From an optimization exercise on the open Yosys and OpenROAD flow, aimed at small area and a short achievable clock period; shortcuts taken in it are not production practice. RTL that was checked went through simulation tests only; none was proved equivalent to the original. Not every run is shown, and edits may drop behaviour that the tests do not exercise. Function not checked in run 2: the RTL went through the layout flow alone. Power figures rest on the tool's default switching activity, not on a simulated workload.

[flow/flow/run.sh]
#!/bin/bash
set -euo pipefail
export BUFFER_PORTS_ARGS="-buffer_cell sky130_fd_sc_hd__buf_1"
bash standard.sh > standard_flow.log 2>&1
[flow/standard.sh]
#!/bin/bash
# synth_recipe.tcl (not shown) runs the flow's synth.tcl, then flattens the netlist and writes it again
# the make line also repeats each setting of config.mk as NAME=value (left out here)
make -C /OpenROAD-flow-scripts/flow DESIGN_CONFIG=/design/flow/config.mk WORK_HOME=/design/flow/orfs CLKGATE_MAP_FILE= SYNTH_SCRIPT=/design/flow/synth_recipe.tcl "${@:-finish}"
[flow/config.mk]
export PLATFORM = sky130hd
export DESIGN_NAME = IExecute
export DESIGN_NICKNAME = IExecute
export VERILOG_FILES = /design/flow/design.v
export SDC_FILE = /design/flow/constraint.sdc
export NUM_CORES = 4
export LEC_CHECK = 0
export ABC_AREA = 1
export CAP_MARGIN = 20
export CORE_MARGIN = 2
export CORE_UTILIZATION = 40
export SETUP_SLACK_MARGIN = 2.5
export SLEW_MARGIN = 20
[flow/constraint.sdc]
create_clock -name core_clock -period 6.0 [get_ports {clk}]
set_input_delay 1.2000 -clock core_clock [delete_from_list [all_inputs] [get_ports {clk}]]
set_output_delay 1.2000 -clock core_clock [all_outputs]
set_load 0.01 [all_outputs]
[flow/design.v]
`timescale 1ns / 1ps
module IExecute(
    input clk,
    input rst,
    input EXEBufEn,
    input [31:0] ALUopr1,
    input [31:0] ALUopr2,
    input [7:0] ALUOp,
    input sgn,
    input isJump,
    input [3:0] branch_type,
    input [31:0] PC_curr,
    input [31:0] Store_src,
    input pc_ins_type,
    output EXEHold,
    output reg [31:0] branch_resolution_address,
    output reg misprediction,
    output reg isJump_reg,
    output reg [31:0] EXE_Result
);
    parameter ALU_PREFIX = 0;    
    parameter PC_PREFIX  = 0;
    wire [31:0] A = ALUopr1;
    wire [31:0] B = ALUopr2;
    wire sub = ALUOp[1];
    assign EXEHold = 1'b0;
    function [31:0] prefix;
        input [31:0] g_in;
        input [31:0] p_in;
        input integer kind;
        reg [31:0] G, P, Gn, Pn;
        integer l, i, j, d;
        begin
            G = g_in; P = p_in;
            if (kind == 0) begin
                for (l = 0; l < 5; l = l + 1) begin
                    Gn = G; Pn = P;
                    for (i = 0; i < 32; i = i + 1)
                        if ((i >> l) & 1) begin
                            j = ((i >> l) << l) - 1;
                            Gn[i] = G[i] | (P[i] & G[j]);
                            Pn[i] = P[i] & P[j];
                        end
                    G = Gn; P = Pn;
                end
            end else if (kind == 2) begin
                for (l = 0; l < 5; l = l + 1) begin
                    Gn = G; Pn = P;
                    for (i = 0; i < 32; i = i + 1)
                        if (i >= (1 << l)) begin
                            j = i - (1 << l);
                            Gn[i] = G[i] | (P[i] & G[j]);
                            Pn[i] = P[i] & P[j];
                        end
                    G = Gn; P = Pn;
                end
            end else begin
                for (l = 0; l < 5; l = l + 1) begin
                    d = 1 << l;
                    Gn = G; Pn = P;
                    for (i = 0; i < 32; i = i + 1)
                        if (((i + 1) % (2 * d)) == 0) begin
                            j = i - d;
                            Gn[i] = G[i] | (P[i] & G[j]);
                            Pn[i] = P[i] & P[j];
                        end
                    G = Gn; P = Pn;
                end
                for (l = 3; l >= 0; l = l - 1) begin
                    d = 1 << l;
                    Gn = G; Pn = P;
                    for (i = 0; i < 32; i = i + 1)
                        if ((((i + 1) % (2 * d)) == d) && (i >= 2 * d)) begin
                            j = i - d;
                            Gn[i] = G[i] | (P[i] & G[j]);
                            Pn[i] = P[i] & P[j];
                        end
                    G = Gn; P = Pn;
                end
            end
            prefix = G;
        end
    endfunction
    wire [31:0] x  = A ^ B;              
    wire [31:0] ap = x ^ {32{sub}};      
    wire [31:0] ag = A & (B ^ {32{sub}});
    wire [31:0] ag0 = {ag[31:1], ag[0] | (ap[0] & sub)};
    wire [31:0] ac = prefix(ag0, ap, ALU_PREFIX);    
    wire [31:0] sum = ap ^ {ac[30:0], sub};
    wire lt = x[31] ? B[31] : (sub ^ ac[30]);
    wire neq = |x;
    wire mis_w = ((branch_type[0] & neq) | (branch_type[1] & lt)) ^ branch_type[2];
    wire [31:0] pp = PC_curr ^ B;
    wire [31:0] pg = PC_curr & B;
    wire [31:0] pc_c = prefix(pg, pp, PC_PREFIX);
    wire [31:0] bra = pp ^ {pc_c[30:0], 1'b0};
    wire right = ALUOp[6];
    wire fill = sgn & right;
    wire [31:0] Arev;
    genvar k;
    generate
        for (k = 0; k < 32; k = k + 1) begin : g_rev
            assign Arev[k] = A[31 - k];
        end
    endgenerate
    wire [31:0] s0 = right ? A : Arev;
    wire [31:0] s1 = B[0] ? {fill, s0[31:1]} : s0;
    wire [31:0] s2 = B[1] ? {{2{fill}}, s1[31:2]} : s1;
    wire [31:0] s3 = B[2] ? {{4{fill}}, s2[31:4]} : s2;
    wire [31:0] s4 = B[3] ? {{8{fill}}, s3[31:8]} : s3;
    wire [31:0] s5 = B[4] ? {{16{fill}}, s4[31:16]} : s4;
    wire [31:0] s5rev;
    generate
        for (k = 0; k < 32; k = k + 1) begin : g_rev2
            assign s5rev[k] = s5[31 - k];
        end
    endgenerate
    wire hi_zero = ~|ALUOp[6:2];
    wire sel_add = ~ALUOp[7] & hi_zero & ALUOp[0];
    wire sel_lt  =  ALUOp[7] & hi_zero & ALUOp[0];
    wire sel_and = ALUOp[6:0] == 7'b0000100;
    wire sel_or  = ALUOp[6:0] == 7'b0001000;
    wire sel_xor = ALUOp[6:0] == 7'b0010000;
    wire sel_sll = ALUOp[6:0] == 7'b0100000;
    wire sel_sr  = ALUOp[6:0] == 7'b1000000;
    wire any_sel = sel_add | sel_lt | sel_and | sel_or | sel_xor | sel_sll | sel_sr;
    wire load = EXEBufEn & ~branch_type[3] & any_sel;
    wire k_and = sel_and | sel_or;
    wire k_xor = sel_xor | sel_or;
    wire [31:0] logic_r = ({32{k_and}} & A & B) | ({32{k_xor}} & x);
    wire [31:0] res = ({32{sel_add}} & sum)
                    | {31'b0, sel_lt & lt}
                    | logic_r
                    | ({32{sel_sll}} & s5rev)
                    | ({32{sel_sr}} & s5);
    always @(posedge clk or negedge rst) begin
        if (rst == 1'b0) begin
            misprediction <= 1'b0;
            branch_resolution_address <= 32'b0;
            isJump_reg <= 1'b0;
        end else begin
            misprediction <= mis_w;
            branch_resolution_address <= bra;
            isJump_reg <= isJump;
        end
    end
    always @(posedge clk or negedge rst) begin
        if (rst == 1'b0)
            EXE_Result <= 32'b0;
        else if (load)
            EXE_Result <= res;
    end
endmodule
==> impl_metrics.json, run 1 <==
{
  "core_area_mm2": 0.0226,
  "synth-warning-count": 1,
  "cp.required_ps": 6230,
  "cts_hold_buf": 0,
  "worstPathMaxFanout": 30,
  "start_kind": "input port",
  "largestRegisters": "EXE_Result (32), branch_resolution_address (32)",
  "status": "timing/DRC/antenna clean",
  "total_power_mw": 2.16,
  "drv_slew": 0,
  "worstSetupStartpoint": "ALUOp[3]",
  "cp.arrival_ps": 3600,
  "critPathMaxStageDelay_ps": 430,
  "core.rowCount": 55,
  "crit_family": "simple AND/OR/NAND/NOR gates",
  "grt_pass1_wl_um": 56100,
  "r2r_start": "EXE_Result[5]",
  "grt_pass1_vias": 9923,
  "initial_core_util": 0.406,
  "timing.reg2reg.setup_slack_ps": 5140,
  "fp.dieH_um": 155,
  "max_freq_ghz": 0.296,
  "synth_cell_types": 56,
  "antenna_found_initial": 2,
  "postRouteAntennaNets": 0,
  "fin_nets": 1875,
  "synth-edff-count": 0,
  "synth-main-ff-cell": "dfrtp_1",
  "setup_tns_ps": 0,
  "numCtsBuffers": 9,
  "synth_top_area_share": 0.180,
  "critPathBufInv": 4,
  "grt_remaining_overflow": 0,
  "end_kind": "flip-flop",
  "layout_min_cycle_time_ps": 3380,
  "rr_worst_depth": 3,
  "drcViolationCount": 0,
  "rsz0062_at_grt": "yes",
  "whs_path_depth": 2,
  "ios": 213,
  "area_growth_pct": 17.0,
  "ir_drop_mv": 0.105,
  "crit_chain": "buf_1 -> nor2_1 -> nand2_1 -> nor3_2 -> buf_4 -> inv_2 -> nand3_1 -> nand3_1 -> buf_8 -> a211oi_1 -> nand2_1 -> nor2_1 -> a21oi_1",
  "cts-root-buf": "clkbuf_16",
  "clk_latency_ps": 360,
  "dr.first_iter.drc_count": 1326,
  "die-area_mm2": 0.0242,
  "cts_max_path_buffers": 2,
  "syn-cell-area_mm2": 0.00918,
  "syn_nets": 1726,
  "p_per_area_mw_per_mm2": 201
}
[run 1: cell families after synthesis]
group / Yosys count / share of synthesized area
simple gates: 844 / 0.394
compound gates: 286 / 0.185
buf+inv: 227 / 0.107
xor+xnor: 66 / 0.0646
flops: 66 / 0.180
fa+ha+maj: 40 / 0.0586
mux: 10 / 0.0109
other cells: 1 / 0.000409
[run 1: worst max-delay path by stage]
| stage | to | slack, ps | depth (start not counted) |
|---|---|---|---|
| after CTS | branch_resolution_address[17] | 2510 | 19 |
| after detailed placement | branch_resolution_address[17] | 1230 | 17 |
| final | EXE_Result[18] | 2620 | 13 |
| after floorplan | EXE_Result[17] | 2520 | 21 |
| after global placement | branch_resolution_address[17] | 1250 | 17 |
| after global routing | EXE_Result[17] | 2480 | 21 |
[run 1: timing repair]
action,CTS,global route
setup buffers,5,8
hold endpoints to repair,0,0
gates cloned,1,3
pin swaps,2,10
setup endpoints to repair,57,40
resized for setup,34,51
[run 1: through the flow]
step                      setup slack [ps]  instances  utilization  instance area (µm²)  hold WS (ps)
after floorplan                       2520       1540            -                 9240           520
after global placement                1250       1946        0.442                 9970           483
after detailed placement              1230       1946        0.442                 9970           474
after CTS                             2510       1968        0.463                10500           494
after global routing                  2480       1979        0.475                10700           523
final                                 2620       1980        0.475                10700           492
[run 1: power breakdown]
part | internal, mW | switching, mW
registers | 0.561 | 0.0529
logic | 0.325 | 0.621
clock network | 0.327 | 0.270
total | 1.21 | 0.944
[run 1: routing by layer]
| layer | share of wire | vias to the layer above | global-route usage |
|---|---|---|---|
| li1 | - | 5395 | - |
| met1 | 0.43 | 4942 | 0.432 |
| met2 | 0.42 | 582 | 0.452 |
| met3 | 0.10 | 80 | 0.0471 |
| met4 | 0.043 | 0 | 0.118 |
| met5 | 0 | - | 0 |
[run 1: cell usage after synthesis (5+ instances only)]
cell type / n
a21oi_1: 90
o21ai_0: 96
nor2_1: 146
nand2_2: 10
dfrtp_1: 66
buf_6: 8
xor2_1: 45
and2_1: 7
clkbuf_1: 26
buf_2: 14
buf_4: 8
nand3_1: 173
a211oi_1: 5
nand4_1: 9
nor3_1: 22
o22ai_1: 9
o31ai_1: 6
nand2_1: 433
xnor2_1: 19
inv_1: 145
fa_1: 5
o211ai_1: 53
buf_1: 13
or2_2: 26
nor2_2: 5
inv_2: 10
mux2i_1: 10
ha_1: 35
[run 1: worst register-to-register path, cell delays in order, from the launching register on]
cell	delay [ps]
dfrtp_1	370
or2_2	290
nand2_1	70
inv_1	40
[run 1: cell type report]
cell class                      instances  area (µm²)  share of cell area
Clock inverter                          7        77.6             0.00723
Multi-Input combinational cell       1247        6750               0.629
Sequential cell                        66        1650               0.154
Antenna cell                            1        2.50            0.000233
Timing Repair Buffer                  208        1040              0.0972
Clock buffer                            9         225              0.0210
Tap cell                              285         357              0.0332
Inverter                              157         626              0.0583
Fig. 1: run 1, the clock network
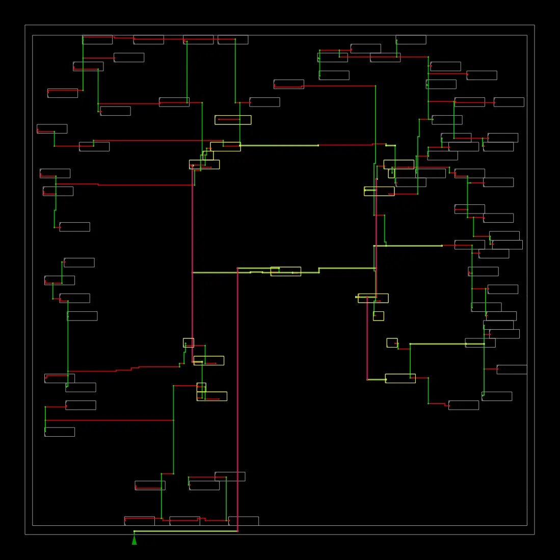
Worst Clk Skew: 0 ps
P_clk: 0.597 mW
clock buffers: 9

Fig. 2: run 1, the metal 1 layer
Scale: 4 px per µm.
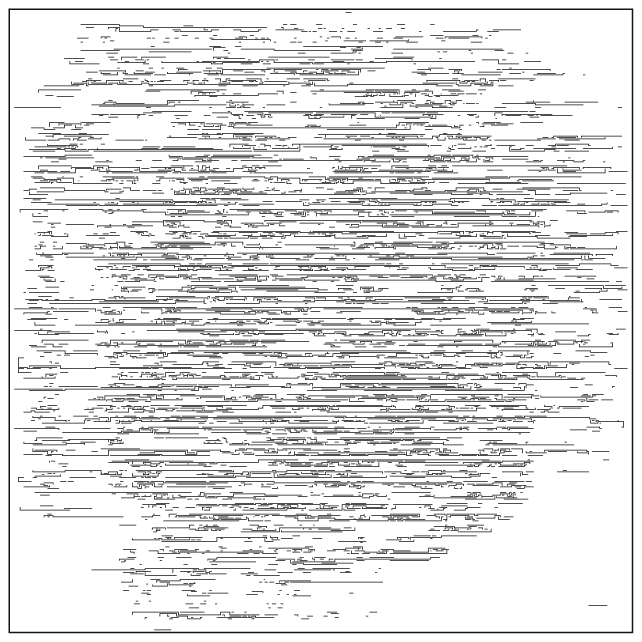
share of all routed wire: 43%
wire length on this layer: 16000 µm
nets with wire on the layer: 1675
main direction: horizontal
vias: 11000
M1 GR Usage: 0.432
drt total wl: 37000 µm

Fig. 3: run 1, signal metal coverage by tile
Scale: 2 px per µm. 31 x 31 tiles, from white (low) to dark blue (high), scaled to the fullest tile. Values are wire area over tile area, all layers added.
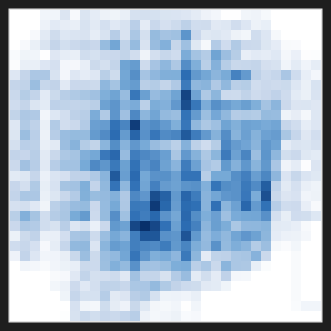
fullest tile: 0.88
densest ninth of the die: centre
nearly empty tiles: 12%
mean over tiles: 0.26
emptiest ninth of the die: south-east
tiles over half the peak: 21%
GR Util All Layers: 0.301
WL/cell: 18.7 µm

Fig. 4: run 1, the metal 2 layer
Scale: 4 px per µm.
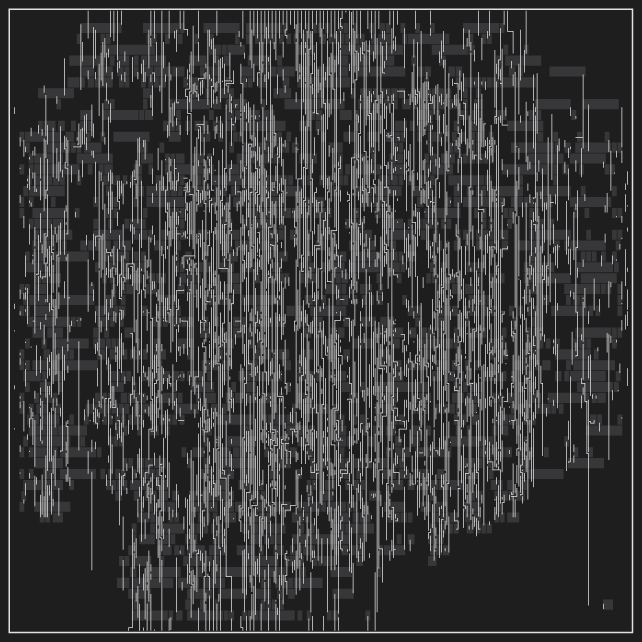
longest straight run: 62.9 µm
wire length on this layer: 15600 µm
main direction: vertical
M2 GR Usage: 0.452

Fig. 5: run 1, placement density heat map
Scale: 2 px per µm. 16 x 16 tiles, from white (low) to dark blue (high), 0 to 100% covered.
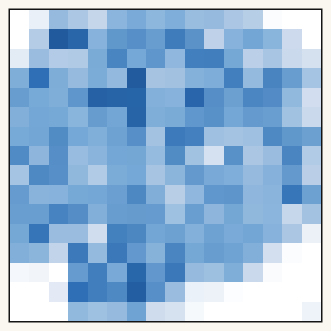

--- run 2 (diff from run 1) ---
--- a/flow/design.v
+++ b/flow/design.v
@@ -20,5 +20,5 @@
 );
     parameter ALU_PREFIX = 0;    
-    parameter PC_PREFIX  = 0;
+    parameter PC_PREFIX  = 1;
     wire [31:0] A = ALUopr1;
     wire [31:0] B = ALUopr2;
==> flow/run.sh (new file) <==
#!/bin/bash
# synth_recipe.tcl (not shown) runs the flow's synth.tcl, then flattens the netlist and writes it again
# the make line also repeats each setting of config.mk as NAME=value (left out here)
make -C /OpenROAD-flow-scripts/flow DESIGN_CONFIG=/design/flow/config.mk WORK_HOME=/design/flow/orfs CLKGATE_MAP_FILE= SYNTH_SCRIPT=/design/flow/synth_recipe.tcl finish
--- a/flow/config.mk
+++ b/flow/config.mk
@@ -6,8 +6,6 @@
 export NUM_CORES = 4
 export LEC_CHECK = 0
-export ABC_AREA = 1
 export CAP_MARGIN = 20
 export CORE_MARGIN = 2
 export CORE_UTILIZATION = 40
-export SETUP_SLACK_MARGIN = 2.5
 export SLEW_MARGIN = 20
removed: flow/flow/run.sh
removed: flow/standard.sh
Fig. 6: run 2, placement density heat map
Scale: 2 px per µm. 16 x 16 tiles, from white (low) to dark blue (high), 0 to 100% covered.
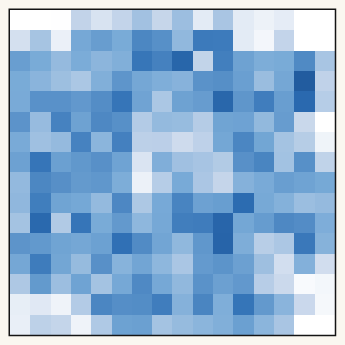
nearly empty tiles: 3.9%
mean over tiles: 45%
fullest tile: 82%
tiles over 75% full: 3.1%
Initial Util: 0.410
final core occ: 0.500
core area: 0.0245 mm²

Fig. 7: run 2, the clock network
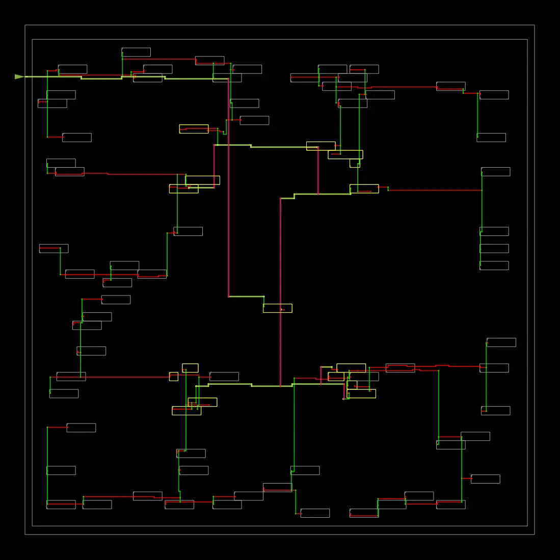
CTS sink cnt: 66
clock buffers: 11
TritonCTS buffer count: 9

==> impl_metrics.json, run 2 <==
{
  "status": "timing/DRC/antenna clean",
  "setup_tns_ps": 0,
  "synth_top_area_share": 0.165,
  "worstPathMaxFanout": 4,
  "syn_nets": 1517,
  "internal-power_mw": 1.54,
  "dp_cells": 1719,
  "whs_path_depth": 2,
  "synth-seq-area-share": 0.165,
  "end_kind": "flip-flop",
  "worst_slew_pin_slew_ps": 935,
  "async_flop_share": 1.00,
  "cts-root-buf": "clkbuf_16",
  "syn-cell-area_mm2": 0.0100,
  "synth-main-ff-cell": "dfrtp_1",
  "cts_max_path_buffers": 2,
  "grtUsageMet3": 0.0448,
  "p_clk_frac": 0.256,
  "area_growth_pct": 22.0,
  "fp.dieH_um": 162,
  "synth-edff-count": 0,
  "pre_cts_ws_ps": 277,
  "pwr-share-seq": 0.250,
  "final_cells": 1735,
  "cts.clk_slew.worst_paths_ps": 70,
  "final_cell_mix": "clkdlybuf4s50_1, a21oi_1, nor2_1",
  "rsz0062_at_grt": "no",
  "antenna-diode-count": 0,
  "busiest_layer": "met2",
  "postRouteAntennaNets": 0,
  "fin_ws_ps": 722,
  "ios": 213,
  "rr_worst_depth": 2,
  "fin_hold_ws_ps": 495,
  "synth-warning-count": 1,
  "drv_slew": 0,
  "p_per_area_mw_per_mm2": 201,
  "max_freq_ghz": 0.189,
  "grt_pass1_wl_um": 56600,
  "grt_remaining_overflow": 0,
  "slew_headroom": 0.376,
  "ir_drop_mv": 0.106,
  "synth_common_cells": "a21oi_1, nor2_1, nand2_1, clkbuf_1, o21ai_0",
  "fin_nets": 1602,
  "cts_setup_buffers": 0,
  "die-area_mm2": 0.0264,
  "dr.first_iter.drc_count": 864,
  "core.rowCount": 57,
  "clk_latency_ps": 360,
  "combPwrFrac": 0.494,
  "ctsResizeCount": 0,
  "antenna_found_initial": 0,
  "start_kind": "input port",
  "drcViolationCount": 0,
  "cts_hold_buf": 0,
  "use_met1": 0.385,
  "layout_min_cycle_time_ps": 5280,
  "hold_viol": 0,
  "yosysMostFrequentCell": "a21oi_1",
  "synth_cell_types": 91,
  "skew_ps": 0,
  "grt_pass1_vias": 9923,
  "netlist_instances": 1321,
  "layout_commonest_cell": "clkdlybuf4s50_1",
  "use_met2": 0.442,
  "cp.arrival_ps": 5520,
  "largestRegisters": "EXE_Result (32), branch_resolution_address (32)",
  "timing.reg2reg.setup_slack_ps": 5180,
  "wirelength_um": 36000,
  "dr.pass1.iters": 5,
  "cp.required_ps": 6240,
  "power.net_switching_mw": 0.927,
  "p_sw_frac": 0.376
}
Fig. 8: run 2, signal metal coverage by tile
Scale: 2 px per µm. 32 x 32 tiles, from white (low) to dark blue (high), scaled to the fullest tile. Values are wire area over tile area, all layers added.
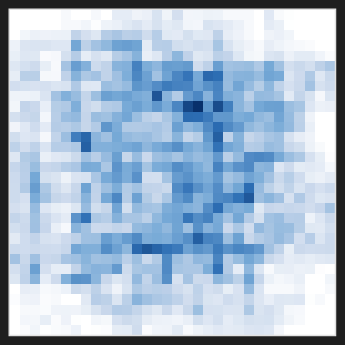
nearly empty tiles: 7.2%
tiles over half the peak: 17%
mean over tiles: 0.22
densest ninth of the die: centre
fullest tile: 0.76
WL/cell: 20.7 µm
GR Util All Layers: 0.274
vias: 10600

==> run 2: cell count changes after synthesis, moves of 27 or more <==
cell | before | now
a21oi_1 | 90 | 123
mux4_2 | 0 | 30
inv_1 | 145 | 58
clkbuf_1 | 26 | 89
nand3_1 | 173 | 30
nand2_1 | 433 | 119
xnor2_1 | 19 | 53
o211ai_1 | 53 | 26
==> run 2: critical path: stages <==
cell	delay, ps
clkdlybuf4s50_1	420
ha_1	200
fa_1	390
a21o_1	190
a21o_1	210
a31oi_1	290
o21ai_0	250
a21o_1	230
a21o_1	210
a211oi_1	330
buf_4	190
o2bb2ai_1	290
o22a_1	230
a21oi_1	110
a31o_2	270
fa_1	370
xnor2_1	130
==> run 2: logic make-up (layout without fill, tap and decap cells) <==
kind of cell | count (synthesis) | after routing | synth area share
simple gates | 386 | 386 | 0.181
fa+ha+maj | 62 | 62 | 0.0865
mux | 83 | 83 | 0.122
compound gates | 435 | 435 | 0.285
other cells | 1 | 1 | 0.000374
flops | 66 | 66 | 0.165
xor+xnor | 98 | 98 | 0.0863
buf+inv | 190 | 280 | 0.0744
==> run 2: worst paths after layout <==
| check | start | end |
|---|---|---|
| setup reg to reg | EXE_Result[21] | EXE_Result[21] |
| min in group asynchronous | rst | branch_resolution_address[16] |
| hold / removal | EXE_Result[4] | EXE_Result[4] |
| hold reg to reg | EXE_Result[4] | EXE_Result[4] |
| setup / recovery | PC_curr[0] | branch_resolution_address[31] |
| max in group asynchronous | rst | EXE_Result[4] |
==> run 2: cell type report <==
| cell class | count | area, µm² |
|---|---|---|
| Clock buffer | 11 | 253 |
| Clock inverter | 5 | 85.1 |
| Fill cell | 2425 | 12200 |
| Inverter | 61 | 229 |
| Multi-Input combinational cell | 1065 | 7650 |
| Sequential cell | 66 | 1650 |
| Tap cell | 324 | 405 |
| Timing Repair Buffer | 203 | 1960 |
==> run 2: metal layers <==
layer / vias up / part of all wire / wire length (µm)
li1: 4989 / - / -
met4: 0 / 0.018 / 663
met1: 5090 / 0.44 / 15800
met5: - / 0 / 0
met3: 39 / 0.081 / 2920
met2: 468 / 0.46 / 16600
==> run 2: through the flow <==
| stage | total power, mW | area [µm²] |
|---|---|---|
| global route | 2.62 | 12200 |
| detailed placement | 1.83 | 11900 |
| floorplan | 1.31 | 10000 |
| finish | 2.46 | 12200 |
| global placement | 1.82 | 11900 |
| CTS | 2.48 | 12200 |
==> run 2: power by group through the flow <==
stage / combinational (mW) / sequential [mW] / clock, mW
floorplan: 0.639 / 0.676 / 0
global placement: 1.20 / 0.623 / 0
detailed placement: 1.21 / 0.625 / 0
CTS: 1.22 / 0.618 / 0.644
global route: 1.33 / 0.631 / 0.660
finish: 1.22 / 0.616 / 0.632
Fig. 9: run 2, the metal 1 layer
Scale: 4 px per µm.
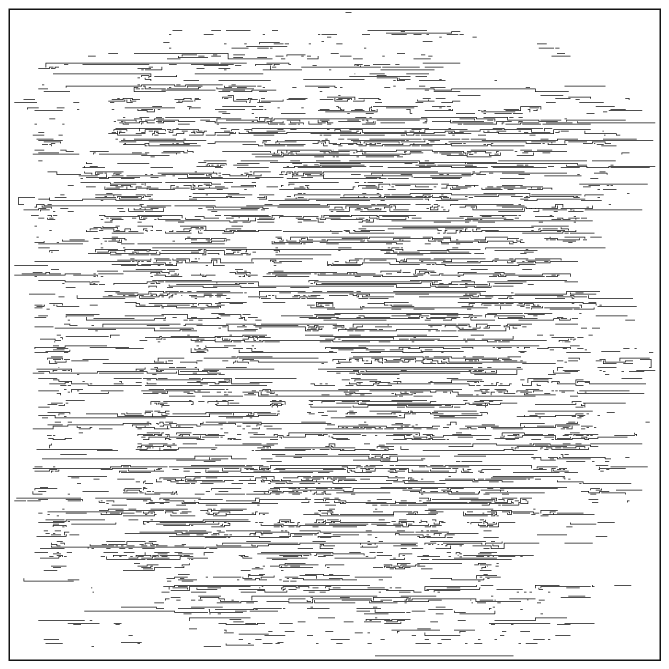

==> run 3: too many edits to list; what changed since run 2 <==
flow/design.v: 153 -> 1667 lines; modules unchanged: 0
  IExecute: edited, 152 -> 1627 lines
  IExecute_c_inv: new, 3 lines
  IExecute_c_nand2: new, 3 lines
  IExecute_c_nor2: new, 3 lines
  IExecute_c_xor2: new, 3 lines
  IExecute_c_xnor2: new, 3 lines
  IExecute_c_a21oi: new, 3 lines
  IExecute_c_o21ai: new, 3 lines
  IExecute_c_mux2i: new, 3 lines
  IExecute_c_mxi: new, 3 lines
  IExecute_c_a222oi: new, 3 lines
  IExecute_c_a2bb2oi: new, 3 lines
  IExecute_c_nand3: new, 3 lines
  IExecute_c_nand4: new, 3 lines
==> module IExecute_c_xnor2 as of run 3 <==
module IExecute_c_xnor2(input a, b, output y);
    assign y = ~(a ^ b);
endmodule
==> module IExecute_c_a21oi as of run 3 <==
module IExecute_c_a21oi(input a1, a2, b1, output y);
    assign y = ~((a1 & a2) | b1);
endmodule
==> module IExecute_c_a2bb2oi as of run 3 <==
module IExecute_c_a2bb2oi(input a1n, a2n, b1, b2, output y);
    assign y = ~((~a1n & ~a2n) | (b1 & b2));
endmodule
==> module IExecute_c_nand3 as of run 3 <==
module IExecute_c_nand3(input a, b, c, output y);
    assign y = ~(a & b & c);
endmodule
==> module IExecute_c_o21ai as of run 3 <==
module IExecute_c_o21ai(input a1, a2, b1, output y);
    assign y = ~((a1 | a2) & b1);
endmodule
==> module IExecute_c_nand2 as of run 3 <==
module IExecute_c_nand2(input a, b, output y);
    assign y = ~(a & b);
endmodule
==> module IExecute_c_inv as of run 3 <==
module IExecute_c_inv(input a, output y);
    assign y = ~a;
endmodule
==> module IExecute_c_mux2i as of run 3 <==
module IExecute_c_mux2i(input a0, a1, s, output y);
    assign y = ~(s ? a1 : a0);
endmodule
==> module IExecute_c_mxi as of run 3 <==
module IExecute_c_mxi(input a, b, s, sn, output y);
    assign y = ~((a | s) & (b | sn));   
endmodule
==> module IExecute_c_xor2 as of run 3 <==
module IExecute_c_xor2(input a, b, output y);
    assign y = a ^ b;
endmodule
==> module IExecute_c_nor2 as of run 3 <==
module IExecute_c_nor2(input a, b, output y);
    assign y = ~(a | b);
endmodule
==> module IExecute_c_a222oi as of run 3 <==
module IExecute_c_a222oi(input a1, a2, b1, b2, c1, c2, output y);
    assign y = ~((a1 & a2) | (b1 & b2) | (c1 & c2));
endmodule
==> module IExecute_c_nand4 as of run 3 <==
module IExecute_c_nand4(input a, b, c, d, output y);
    assign y = ~(a & b & c & d);
endmodule
==> flow/flow/run.sh (new file) <==
#!/bin/bash
# The standard layout with two changes:
#  - synthesis runs flow/synth_own.tcl: ORFS's synthesis (same passes,
#    flattening and renaming as synth_recipe.tcl) except that the single-gate
#    modules IExecute_c_* are mapped one cell each at the smallest drive;
#  - ports are buffered with buf_1 instead of the default buffer cell.
set -euo pipefail
here=$(pwd)
export BUFFER_PORTS_ARGS="-buffer_cell sky130_fd_sc_hd__buf_1"
sed -e "s#SYNTH_SCRIPT=[^ ]*#SYNTH_SCRIPT=$here/flow/synth_own.tcl#" standard.sh > own_synth.sh
grep -q "SYNTH_SCRIPT=$here/flow/synth_own.tcl" own_synth.sh
bash own_synth.sh synth > synth.log 2>&1
bash standard.sh > layout.log 2>&1
==> flow/flow/synth_own.tcl (new file) <==
proc synth {args} { yosys synth -nofsm -noshare {*}$args }
# ORFS synthesis with one change: hand-built cell modules (IExecute_c_*) are
# technology mapped with ABC's speed script (which maps a single-gate function
# to that gate) and then set to the smallest drive strength, while the rest of
# the design is mapped with the script ABC_AREA selects.
proc own_abc {} {
  global abc_args
  set leaf_args [lreplace $abc_args 0 1 -script $::env(SCRIPTS_DIR)/abc_speed.script]
  set leaves [tee -q -s result.string select -list-mod IExecute_c_*]
  if { [string trim $leaves] ne "" } {
    log_cmd abc {*}$leaf_args IExecute_c_*
    foreach c {inv nand2 nor2 nand3 nor3 nand4 nor4 a21oi o21ai a22oi o22ai a211oi o211ai
               a31oi o31ai a221oi o221ai a222oi xor2 xnor2 mux2i mux2 maj3 and2 or2 a21o o21a
               a2bb2oi o2bb2ai a32oi o32ai nor2b nand2b buf clkinv} {
      foreach s {2 4 8 12 16} {
        chtype -map sky130_fd_sc_hd__${c}_$s sky130_fd_sc_hd__${c}_1 IExecute_c_*
      }
    }
  }
  log_cmd abc {*}$abc_args IExecute
}
set f [open $::env(SCRIPTS_DIR)/synth.tcl]
set txt [read $f]
close $f
if { [regsub {log_cmd abc \{\*\}\$abc_args} $txt {own_abc} txt] != 1 } {
  error "synth_own: abc call not found in synth.tcl"
}
eval $txt
# left out here: clear keep_hierarchy, flatten, clean up, hide names made inside functions, write 1_2_yosys.v
==> flow/standard.sh (new file) <==
#!/bin/bash
# synth_recipe.tcl (not shown) runs the flow's synth.tcl, then flattens the netlist and writes it again
# the make line also repeats each setting of config.mk as NAME=value (left out here)
make -C /OpenROAD-flow-scripts/flow DESIGN_CONFIG=/design/flow/config.mk WORK_HOME=/design/flow/orfs CLKGATE_MAP_FILE= SYNTH_SCRIPT=/design/flow/synth_recipe.tcl "${@:-finish}"
--- a/flow/config.mk
+++ b/flow/config.mk
@@ -6,6 +6,10 @@
 export NUM_CORES = 4
 export LEC_CHECK = 0
+export ABC_AREA = 1
 export CAP_MARGIN = 20
 export CORE_MARGIN = 2
 export CORE_UTILIZATION = 40
+export CTS_BUF_LIST = sky130_fd_sc_hd__clkbuf_8
+export SETUP_SLACK_MARGIN = 2.5
 export SLEW_MARGIN = 20
+export SYNTH_HIERARCHICAL = 1
removed: flow/run.sh
Fig. 10: run 3, the metal 1 layer
Scale: 6 px per µm.
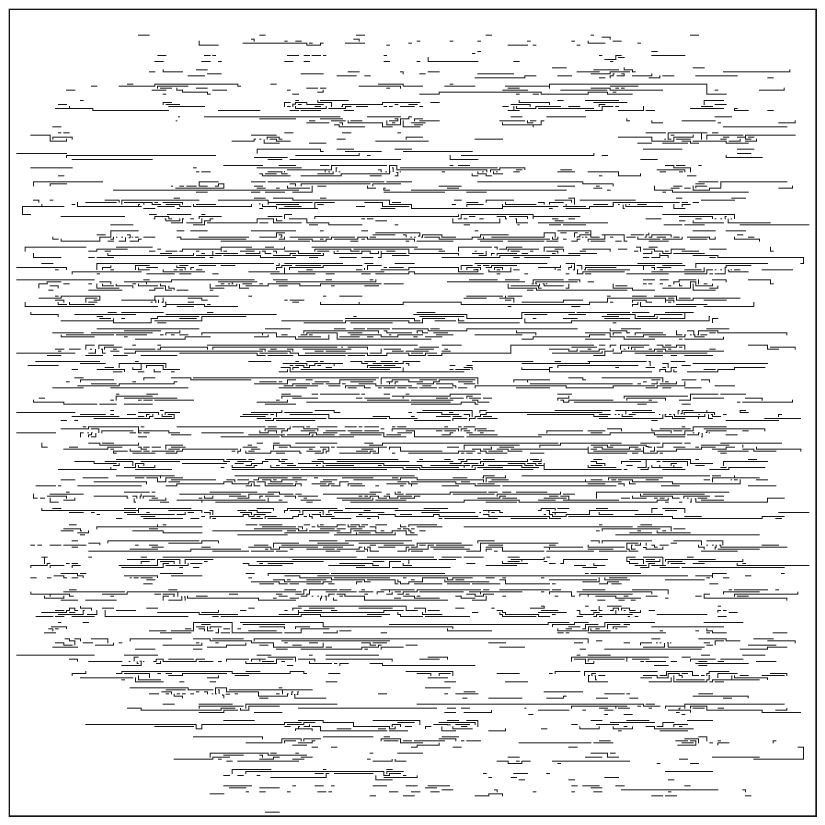
drt total wl: 26400 µm
vias: 8420
M1 GR Usage: 0.388

Fig. 11: run 3, the metal 2 layer
Scale: 6 px per µm.
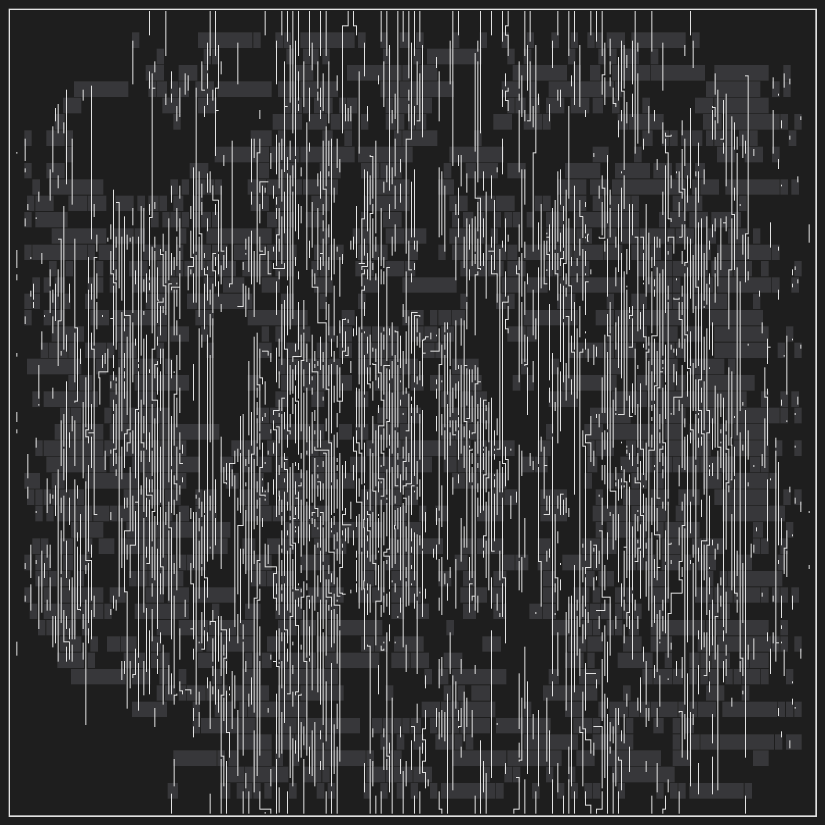
wire length on this layer: 11600 µm
nets with wire on the layer: 1078
main direction: vertical
longest straight run: 57.8 µm
M2 GR Usage: 0.429

==> impl_metrics.json, run 3 <==
{
  "cts_hold_buf": 0,
  "synth-seq-area-share": 0.243,
  "grt_pass1_wl_um": 39600,
  "worstPathMaxFanout": 36,
  "placed_area_mm2": 0.00790,
  "synth_cell_types": 25,
  "dp_cells": 1339,
  "hold_start": "EXE_Result[18]",
  "cp.arrival_ps": 3780,
  "skew_ps": 0,
  "largestRegisters": "EXE_Result (32), branch_resolution_address (32)",
  "grt_pass1_vias": 7387,
  "drcViolationCount": 0,
  "total_power_mw": 2.10,
  "initial_core_util": 0.409,
  "p_per_area_mw_per_mm2": 236,
  "wl_met1_um": 11000,
  "status": "timing/DRC/antenna clean",
  "async_flop_share": 1.00,
  "synth_top_area_share": 0.243,
  "final_cells": 1376,
  "area_growth_pct": 30.9,
  "hold_viol": 0,
  "synth-main-ff-cell": "dfrtp_1",
  "clkSinkCount": 66,
  "track_usage": 0.278,
  "end_kind": "flip-flop",
  "cts-root-buf": "clkbuf_8",
  "syn-cell-area_mm2": 0.00678,
  "wl_met2_um": 11600,
  "pre_cts_ws_ps": 1520,
  "final_core_util": 0.535,
  "die-area_mm2": 0.0180,
  "yosysMostFrequentCell": "o22ai_1",
  "top_layer": "met4",
  "cp.required_ps": 6300,
  "syn_nets": 1074,
  "fin_ws_ps": 2510,
  "postRouteAntennaNets": 0,
  "start_kind": "input port",
  "cts.clk_slew.worst_paths_ps": 80,
  "post-route-cell-area_mm2": 0.00888,
  "cts_max_path_buffers": 2,
  "ios": 213,
  "worstSetupStartpoint": "ALUopr2[0]",
  "n_fill_cell": 1679,
  "dr.first_iter.drc_count": 1326,
  "antenna_found_initial": 0,
  "wl_per_cell_um": 19.2,
  "final_cell_mix": "o22ai_1, buf_1, nand2_1",
  "synth_common_cells": "o22ai_1, nand2_1, xnor2_1, o21ai_1, nor2_1"
}
Fig. 12: run 3, the clock network
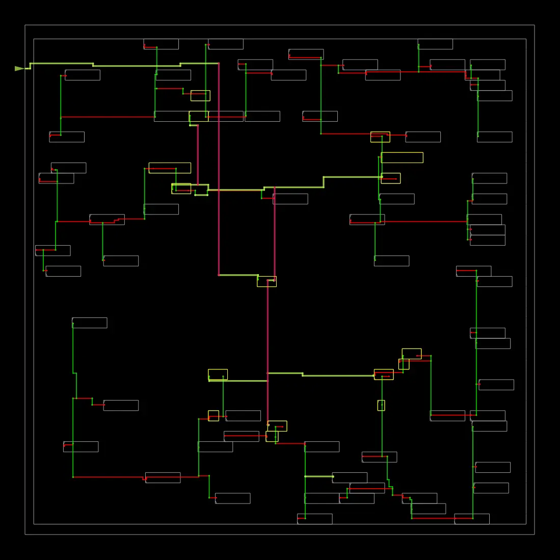
insertion delay to the later sink of the worst-skew pair: 370 ps
clock buffers: 10
FFs & Latches: 66
P_clk: 0.452 mW

[run 3: worst paths after layout]
check                                                endpoint  slack (ps)  cells past startpoint
worst max-delay path                           EXE_Result[16]        2510                     11
worst min-delay path                           EXE_Result[18]         550                      2
worst max register to register                  EXE_Result[3]        4980                      2
worst min register to register                 EXE_Result[18]         550                      2
max in group asynchronous       branch_resolution_address[31]        4340                      2
min in group asynchronous                       EXE_Result[3]        1070                      2
[run 3: what timing repair did]
item	4_1_cts	5_1_grt
cloned	1	3
gates resized for setup	17	86
endpoints found under the setup margin	39	40
pin swaps	4	13
buffers inserted	7	10
[run 3: logic make-up (layout without fill, tap and decap cells)]
| kind of cell | count (synthesis) | count (layout) | synth area share |
|---|---|---|---|
| other | 1 | 1 | 0.000553 |
| AOI/OAI and AO/OA | 385 | 385 | 0.361 |
| and+or+nand+nor | 255 | 255 | 0.153 |
| buffers and inverters | 60 | 288 | 0.0338 |
| DFF | 66 | 66 | 0.243 |
| xor gates and xnor gates | 159 | 159 | 0.205 |
| muxes | 2 | 2 | 0.00314 |
[run 3: layout make-up]
class | instances | area, µm² | share of cell area
sequential | 66 | 1650 | 0.186
multi-input combinational | 802 | 5420 | 0.610
clock buffer | 10 | 138 | 0.0155
clock inverter | 6 | 88.8 | 0.0100
timing repair inverter | 2 | 12.5 | 0.00141
tap | 220 | 275 | 0.0310
inverter | 59 | 228 | 0.0257
timing repair buffer | 211 | 1070 | 0.120
[run 3: critical path, cell delays in order]
cell	delay, ps
clkbuf_2	210
buf_4	400
clkinvlp_4	220
buf_4	210
o22ai_1	260
o22ai_1	150
o22ai_1	320
o22ai_1	120
o22ai_1	460
nand2_1	100
nand3_1	120
[run 3: Yosys stat by module (local to each module, per instance), a selection]
module	copies in the design	cells	flops+latches	area (µm²)
IExecute	1	149	66	2020
IExecute_c_a222oi	32	1	0	10.0
IExecute_c_xor2	59	1	0	8.76
IExecute_c_nand4	1	1	0	6.26
IExecute_c_nand3	31	1	0	5.00
IExecute_c_nand2	113	1	0	3.75
IExecute_c_nor2	50	1	0	3.75
IExecute_c_inv	41	1	0	3.75
[run 3: report_power, final]
group	switching (mW)	internal [mW]	leakage (nW)
combinational	0.632	0.426	2.38
clock	0.206	0.246	0.109
sequential	0.0443	0.544	0.819
total	0.883	1.22	3.31
[run 3: per-layer routing]
layer,vias to the layer above,track usage
met3,86,0.0529
met4,0,0.0994
met1,3844,0.388
met2,515,0.429
li1,3975,-
met5,-,0
Fig. 13: run 3, placement density heat map
Scale: 3 px per µm. 13 x 13 tiles, from white (low) to dark blue (high), 0 to 100% covered.
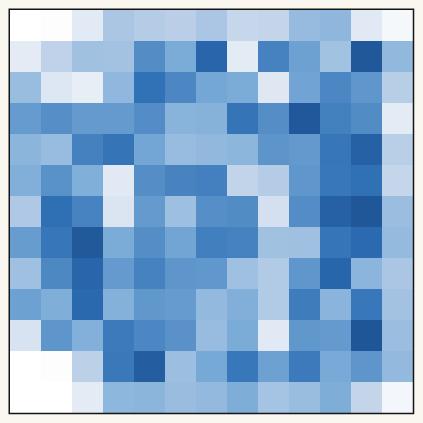

--- run 4: outline of the changes from run 3 ---
flow/design.v: 1667 -> 1742 lines; modules unchanged: 12
  IExecute: edited, 1627 -> 1687 lines
  IExecute_c_invx: new, 3 lines
  IExecute_c_a21boi: new, 3 lines
  IExecute_c_o21bai: new, 3 lines
  IExecute_c_nand2b: new, 3 lines
  IExecute_c_o22ai: new, 3 lines
  IExecute_c_a221oi: new, 3 lines
  removed: IExecute_c_a2bb2oi
==> module IExecute_c_invx as of run 4 <==
module IExecute_c_invx(input a, output y);
    assign y = ~a;   
endmodule
==> module IExecute_c_a221oi as of run 4 <==
module IExecute_c_a221oi(input a1, a2, b1, b2, c1, output y);
    assign y = ~((a1 & a2) | (b1 & b2) | c1);
endmodule
==> module IExecute_c_o22ai as of run 4 <==
module IExecute_c_o22ai(input a1, a2, b1, b2, output y);
    assign y = ~((a1 | a2) & (b1 | b2));
endmodule
==> module IExecute_c_o21bai as of run 4 <==
module IExecute_c_o21bai(input a1, a2, b1n, output y);
    assign y = ~((a1 | a2) & ~b1n);
endmodule
==> module IExecute_c_a21boi as of run 4 <==
module IExecute_c_a21boi(input a1, a2, b1n, output y);
    assign y = ~((a1 & a2) | ~b1n);
endmodule
==> module IExecute_c_nand2b as of run 4 <==
module IExecute_c_nand2b(input an, b, output y);
    assign y = ~(~an & b);
endmodule
--- a/flow/flow/synth_own.tcl
+++ b/flow/flow/synth_own.tcl
@@ -12,9 +12,13 @@
     foreach c {inv nand2 nor2 nand3 nor3 nand4 nor4 a21oi o21ai a22oi o22ai a211oi o211ai
                a31oi o31ai a221oi o221ai a222oi xor2 xnor2 mux2i mux2 maj3 and2 or2 a21o o21a
-               a2bb2oi o2bb2ai a32oi o32ai nor2b nand2b buf clkinv} {
+               a2bb2oi o2bb2ai a32oi o32ai nor2b nand2b buf clkinv a21boi o21bai} {
       foreach s {2 4 8 12 16} {
         chtype -map sky130_fd_sc_hd__${c}_$s sky130_fd_sc_hd__${c}_1 IExecute_c_*
       }
     }
+    # inv_2 has the area of inv_1; IExecute_c_invx drives the shifter selects
+    chtype -map sky130_fd_sc_hd__inv_1 sky130_fd_sc_hd__inv_2 IExecute_c_*
+    chtype -map sky130_fd_sc_hd__clkinv_1 sky130_fd_sc_hd__inv_2 IExecute_c_*
+    chtype -map sky130_fd_sc_hd__inv_2 sky130_fd_sc_hd__inv_4 IExecute_c_invx
   }
   log_cmd abc {*}$abc_args IExecute
Fig. 14: run 4, placement density heat map
Scale: 3 px per µm. 14 x 14 tiles, from white (low) to dark blue (high), 0 to 100% covered.
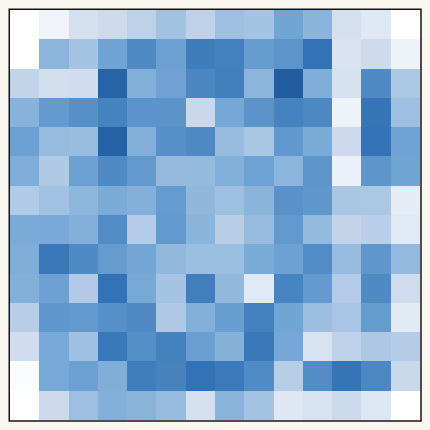
mean over tiles: 44%
fullest tile: 82%
tiles over 75% full: 1.5%
nearly empty tiles: 3.1%
Initial Util: 0.409
core area: 0.0172 mm²

Fig. 15: run 4, the metal 2 layer
Scale: 6 px per µm.
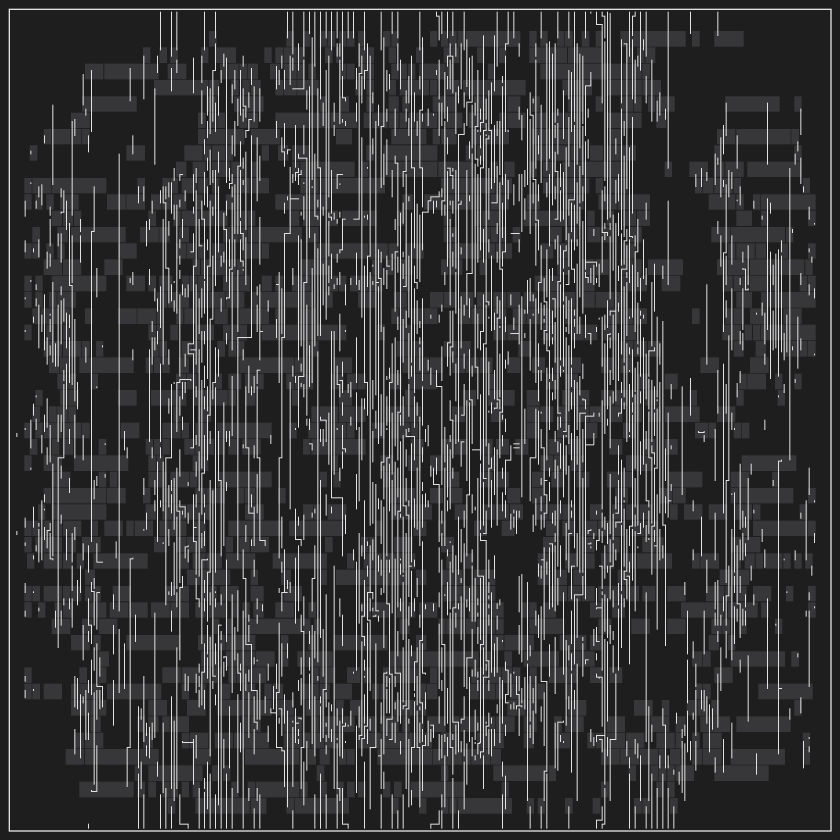
vias: 8269
M2 GR Usage: 0.424
drt total wl: 25400 µm

==> impl_metrics.json, run 4 <==
{
  "status": "timing/DRC/antenna clean",
  "die_w_um": 137,
  "synth_top_area_share": 0.234,
  "n_fill_cell": 1811,
  "min_path_type": "flip-flop to flip-flop",
  "place_congestion": 0.912,
  "clkSinkCount": 66,
  "cts.clk_slew.worst_paths_ps": 80,
  "grt_pass1_vias": 7442,
  "start_kind": "input port",
  "drv_slew": 0,
  "grt_remaining_overflow": 0,
  "drive_above_1_share": 0.0948,
  "netlist_instances": 994,
  "slew_headroom": 0.314,
  "pre_cts_ws_ps": 1300,
  "post-route-cell-area_mm2": 0.00859,
  "layout_min_cycle_time_ps": 3400,
  "syn_avg_cell_area_um2": 7.09,
  "grt_pass1_wl_um": 38200,
  "clk_latency_ps": 370,
  "syn_nets": 1140,
  "critPathKind": "input port to flip-flop",
  "p_per_area_mw_per_mm2": 229,
  "vias_per_cell": 5.79,
  "drcViolationCount": 0,
  "core.rowCount": 48,
  "skew_ps": 0,
  "die-area_mm2": 0.0187,
  "antenna_found_initial": 0,
  "fin_ws_ps": 2600,
  "numCtsBuffers": 9,
  "timing.reg2reg.setup_slack_ps": 5020,
  "rsz0062_at_grt": "yes",
  "end_kind": "flip-flop",
  "cts_tree": "done",
  "setup_tns_ps": 0,
  "synth-edff-count": 0,
  "area_growth_pct": 21.9,
  "worstPathMaxFanout": 25,
  "hold_viol": 0,
  "fp.dieH_um": 137,
  "synth_cell_types": 28,
  "period_share": 0.566,
  "largestRegisters": "EXE_Result (32), branch_resolution_address (32)",
  "syn-cell-area_mm2": 0.00705,
  "postRouteAntennaNets": 0,
  "synth_common_cells": "o22ai_1, nand2_1, xnor2_1, o21ai_1, nor2_1",
  "yosysMostFrequentCell": "o22ai_1",
  "max_freq_ghz": 0.294,
  "synth-warning-count": 7,
  "layout_commonest_cell": "o22ai_1",
  "maxCapViolCount": 0,
  "leakagePower_nw": 3.15,
  "ios": 213,
  "synth.area.top_cells": "dfrtp_1, o22ai_1, xnor2_1",
  "r2r_start": "EXE_Result[6]",
  "cp.arrival_ps": 3640,
  "synth-seq-area-share": 0.234,
  "port_buffers": 178,
  "htree_levels": 3,
  "synth-main-ff-cell": "dfrtp_1",
  "cts_max_path_buffers": 2,
  "hold_start": "EXE_Result[30]",
  "worstSetupStartpoint": "ALUOp[1]",
  "setup_violations": 0,
  "worst_slew_pin_slew_ps": 1030,
  "cp.required_ps": 6240,
  "dr.pass1.iters": 5,
  "dr.first_iter.drc_count": 675,
  "placed_area_mm2": 0.00811,
  "track_usage": 0.264,
  "final_cell_mix": "o22ai_1, buf_1, nand2_1",
  "cts-root-buf": "clkbuf_8",
  "hpwl_um": 19200,
  "async_flop_share": 1.00,
  "dp_cells": 1404,
  "cts_hold_buf": 0,
  "wl_per_cell_um": 17.8,
  "grt_max_degree": 67,
  "synth_top_area_cell": "dfrtp_1",
  "final_cells": 1427,
  "fin_nets": 1343
}
Fig. 16: run 4, the metal 1 layer
Scale: 6 px per µm.
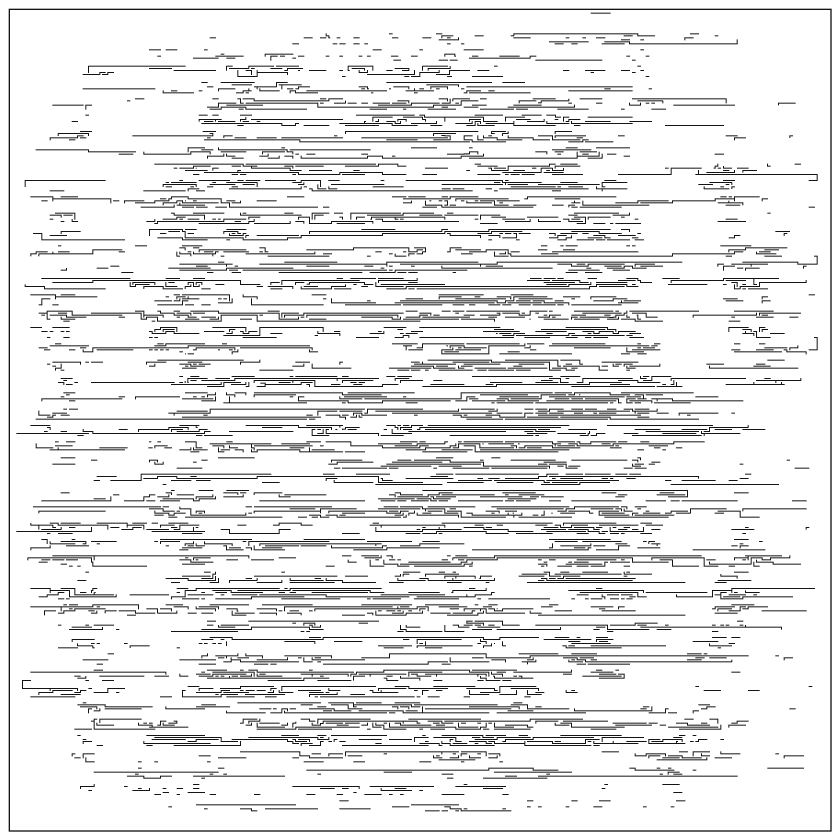
M1 GR Usage: 0.360

run 4: cell count changes in the layout (fill, tap and decap cells not counted), sizes merged, moves of 14 or more:
cell     change
o22ai       +32
nand2b      +14
a221oi      +32
nand2       +43
a2bb2oi     -32
a222oi      -32
run 4: worst max-delay path, cell delays in order:
cell and delay, ps:
clkbuf_8 180, buf_12 200, xor2_1 200, xnor2_1 480
nor2_1 150, a21oi_2 320, o21ai_2 170, a21oi_1 190
o21ai_2 120, mux2i_1 260, nand4_1 130
run 4: report_power, final:
part | internal [mW] | switching (mW) | leakage, nW
logic | 0.375 | 0.600 | 2.22
registers | 0.544 | 0.0542 | 0.819
clock network | 0.188 | 0.203 | 0.107
total | 1.11 | 0.858 | 3.15
run 4: final cells by class:
class                           count  area, µm²  area share
Clock inverter                      7       63.8     0.00743
Timing Repair Buffer              193        830      0.0966
Clock buffer                        9        124      0.0144
Tap cell                          225        282      0.0328
Multi-Input combinational cell    869       5380       0.626
Sequential cell                    66       1650       0.192
Inverter                           58        262      0.0304
run 4: kinds of logic after synthesis:
logic type / share of synthesized area
AOI/OAI and AO/OA: 0.335
and+or+nand+nor: 0.192
xor gates and xnor gates: 0.198
DFF: 0.234
buffers and inverters: 0.0362
muxes: 0.00426
other: 0.000532
run 4: timing repair:
item,4_1_cts,5_1_grt
gates cloned,0,0
endpoints found under the setup margin,36,21
pin swaps,2,3
buffers inserted,4,2
hold endpoints to repair,0,0
resized for setup,21,22
run 4: per-stage QoR:
stage / hold WS [ps] / total power, mW / util
final: 545 / 1.97 / 0.498
after detailed placement: 531 / 1.53 / 0.470
after global placement: 521 / 1.53 / 0.469
after floorplan: 569 / 1.23 / -
after global routing: 568 / 2.09 / 0.498
after CTS: 549 / 1.95 / 0.489
run 4: layer usage:
| metal | share of wire | vias up | GRT usage |
|---|---|---|---|
| met5 | 0 | - | 0 |
| met4 | 0.021 | 0 | 0.0810 |
| met3 | 0.072 | 28 | 0.0481 |
| met2 | 0.46 | 343 | 0.424 |
| met1 | 0.45 | 3770 | 0.360 |
| li1 | - | 4128 | - |
run 4: final timing paths:
check	to	depth (start not counted)
min	EXE_Result[30]	2
max	EXE_Result[0]	11
min reg2reg	EXE_Result[30]	2
max reg2reg	EXE_Result[6]	2
min in group asynchronous	EXE_Result[12]	1
max in group asynchronous	branch_resolution_address[0]	2
run 4: modules after synthesis (local to each module, per instance), excerpt:
module	copies in the design	flip-flops and latches
IExecute	1	66
IExecute_c_a21oi	38	0
IExecute_c_inv	24	0
IExecute_c_invx	12	0
IExecute_c_nand2	142	0
IExecute_c_nand2b	14	0
IExecute_c_nand4	1	0
IExecute_c_o21ai	78	0
IExecute_c_o21bai	11	0
IExecute_c_o22ai	32	0
IExecute_c_xnor2	105	0
IExecute_c_xor2	54	0

port drivers added, routing unchanged:
Ports are ideal in the flow. The routed layouts listed here were re-timed in OpenROAD.
Step 1 sets driving cells, clkbuf_16 on the clock port and buf_2 on the other inputs (assumed; they add their load-dependent delay and slew).
Step 2 moves the port delays by t, midway between the first and last clock arrival at a register: inputs arrive t later, outputs are due t later. That takes back most of the time a late clock gives input paths.
Three values: no drivers, after step 1, after step 2; two values: the first two.
| run | t (ns) | setup slack, ns | worst hold slack (ns) | cell pins on the clock port's net |
|---|---|---|---|---|
| run 1 | 0.400 | 2.624 / 2.647 / 2.247 | 0.492 / 0.492 / 0.492 | 1 |
| run 2 | 0.403 | 0.722 / 0.747 / 0.344 | 0.495 / 0.495 / 0.495 | 1 |
| run 3 | 0.404 | 2.514 / 2.521 / 2.117 | 0.547 / 0.547 / 0.547 | 1 |
| run 4 | 0.412 | 2.603 / 2.614 / 2.201 | 0.545 / 0.545 / 0.545 | 1 |
After both steps every run listed still meets setup and hold. The setup slack of run 4, which loses most, moves by +0.011 ns with the drivers and by -0.402 ns with both steps.
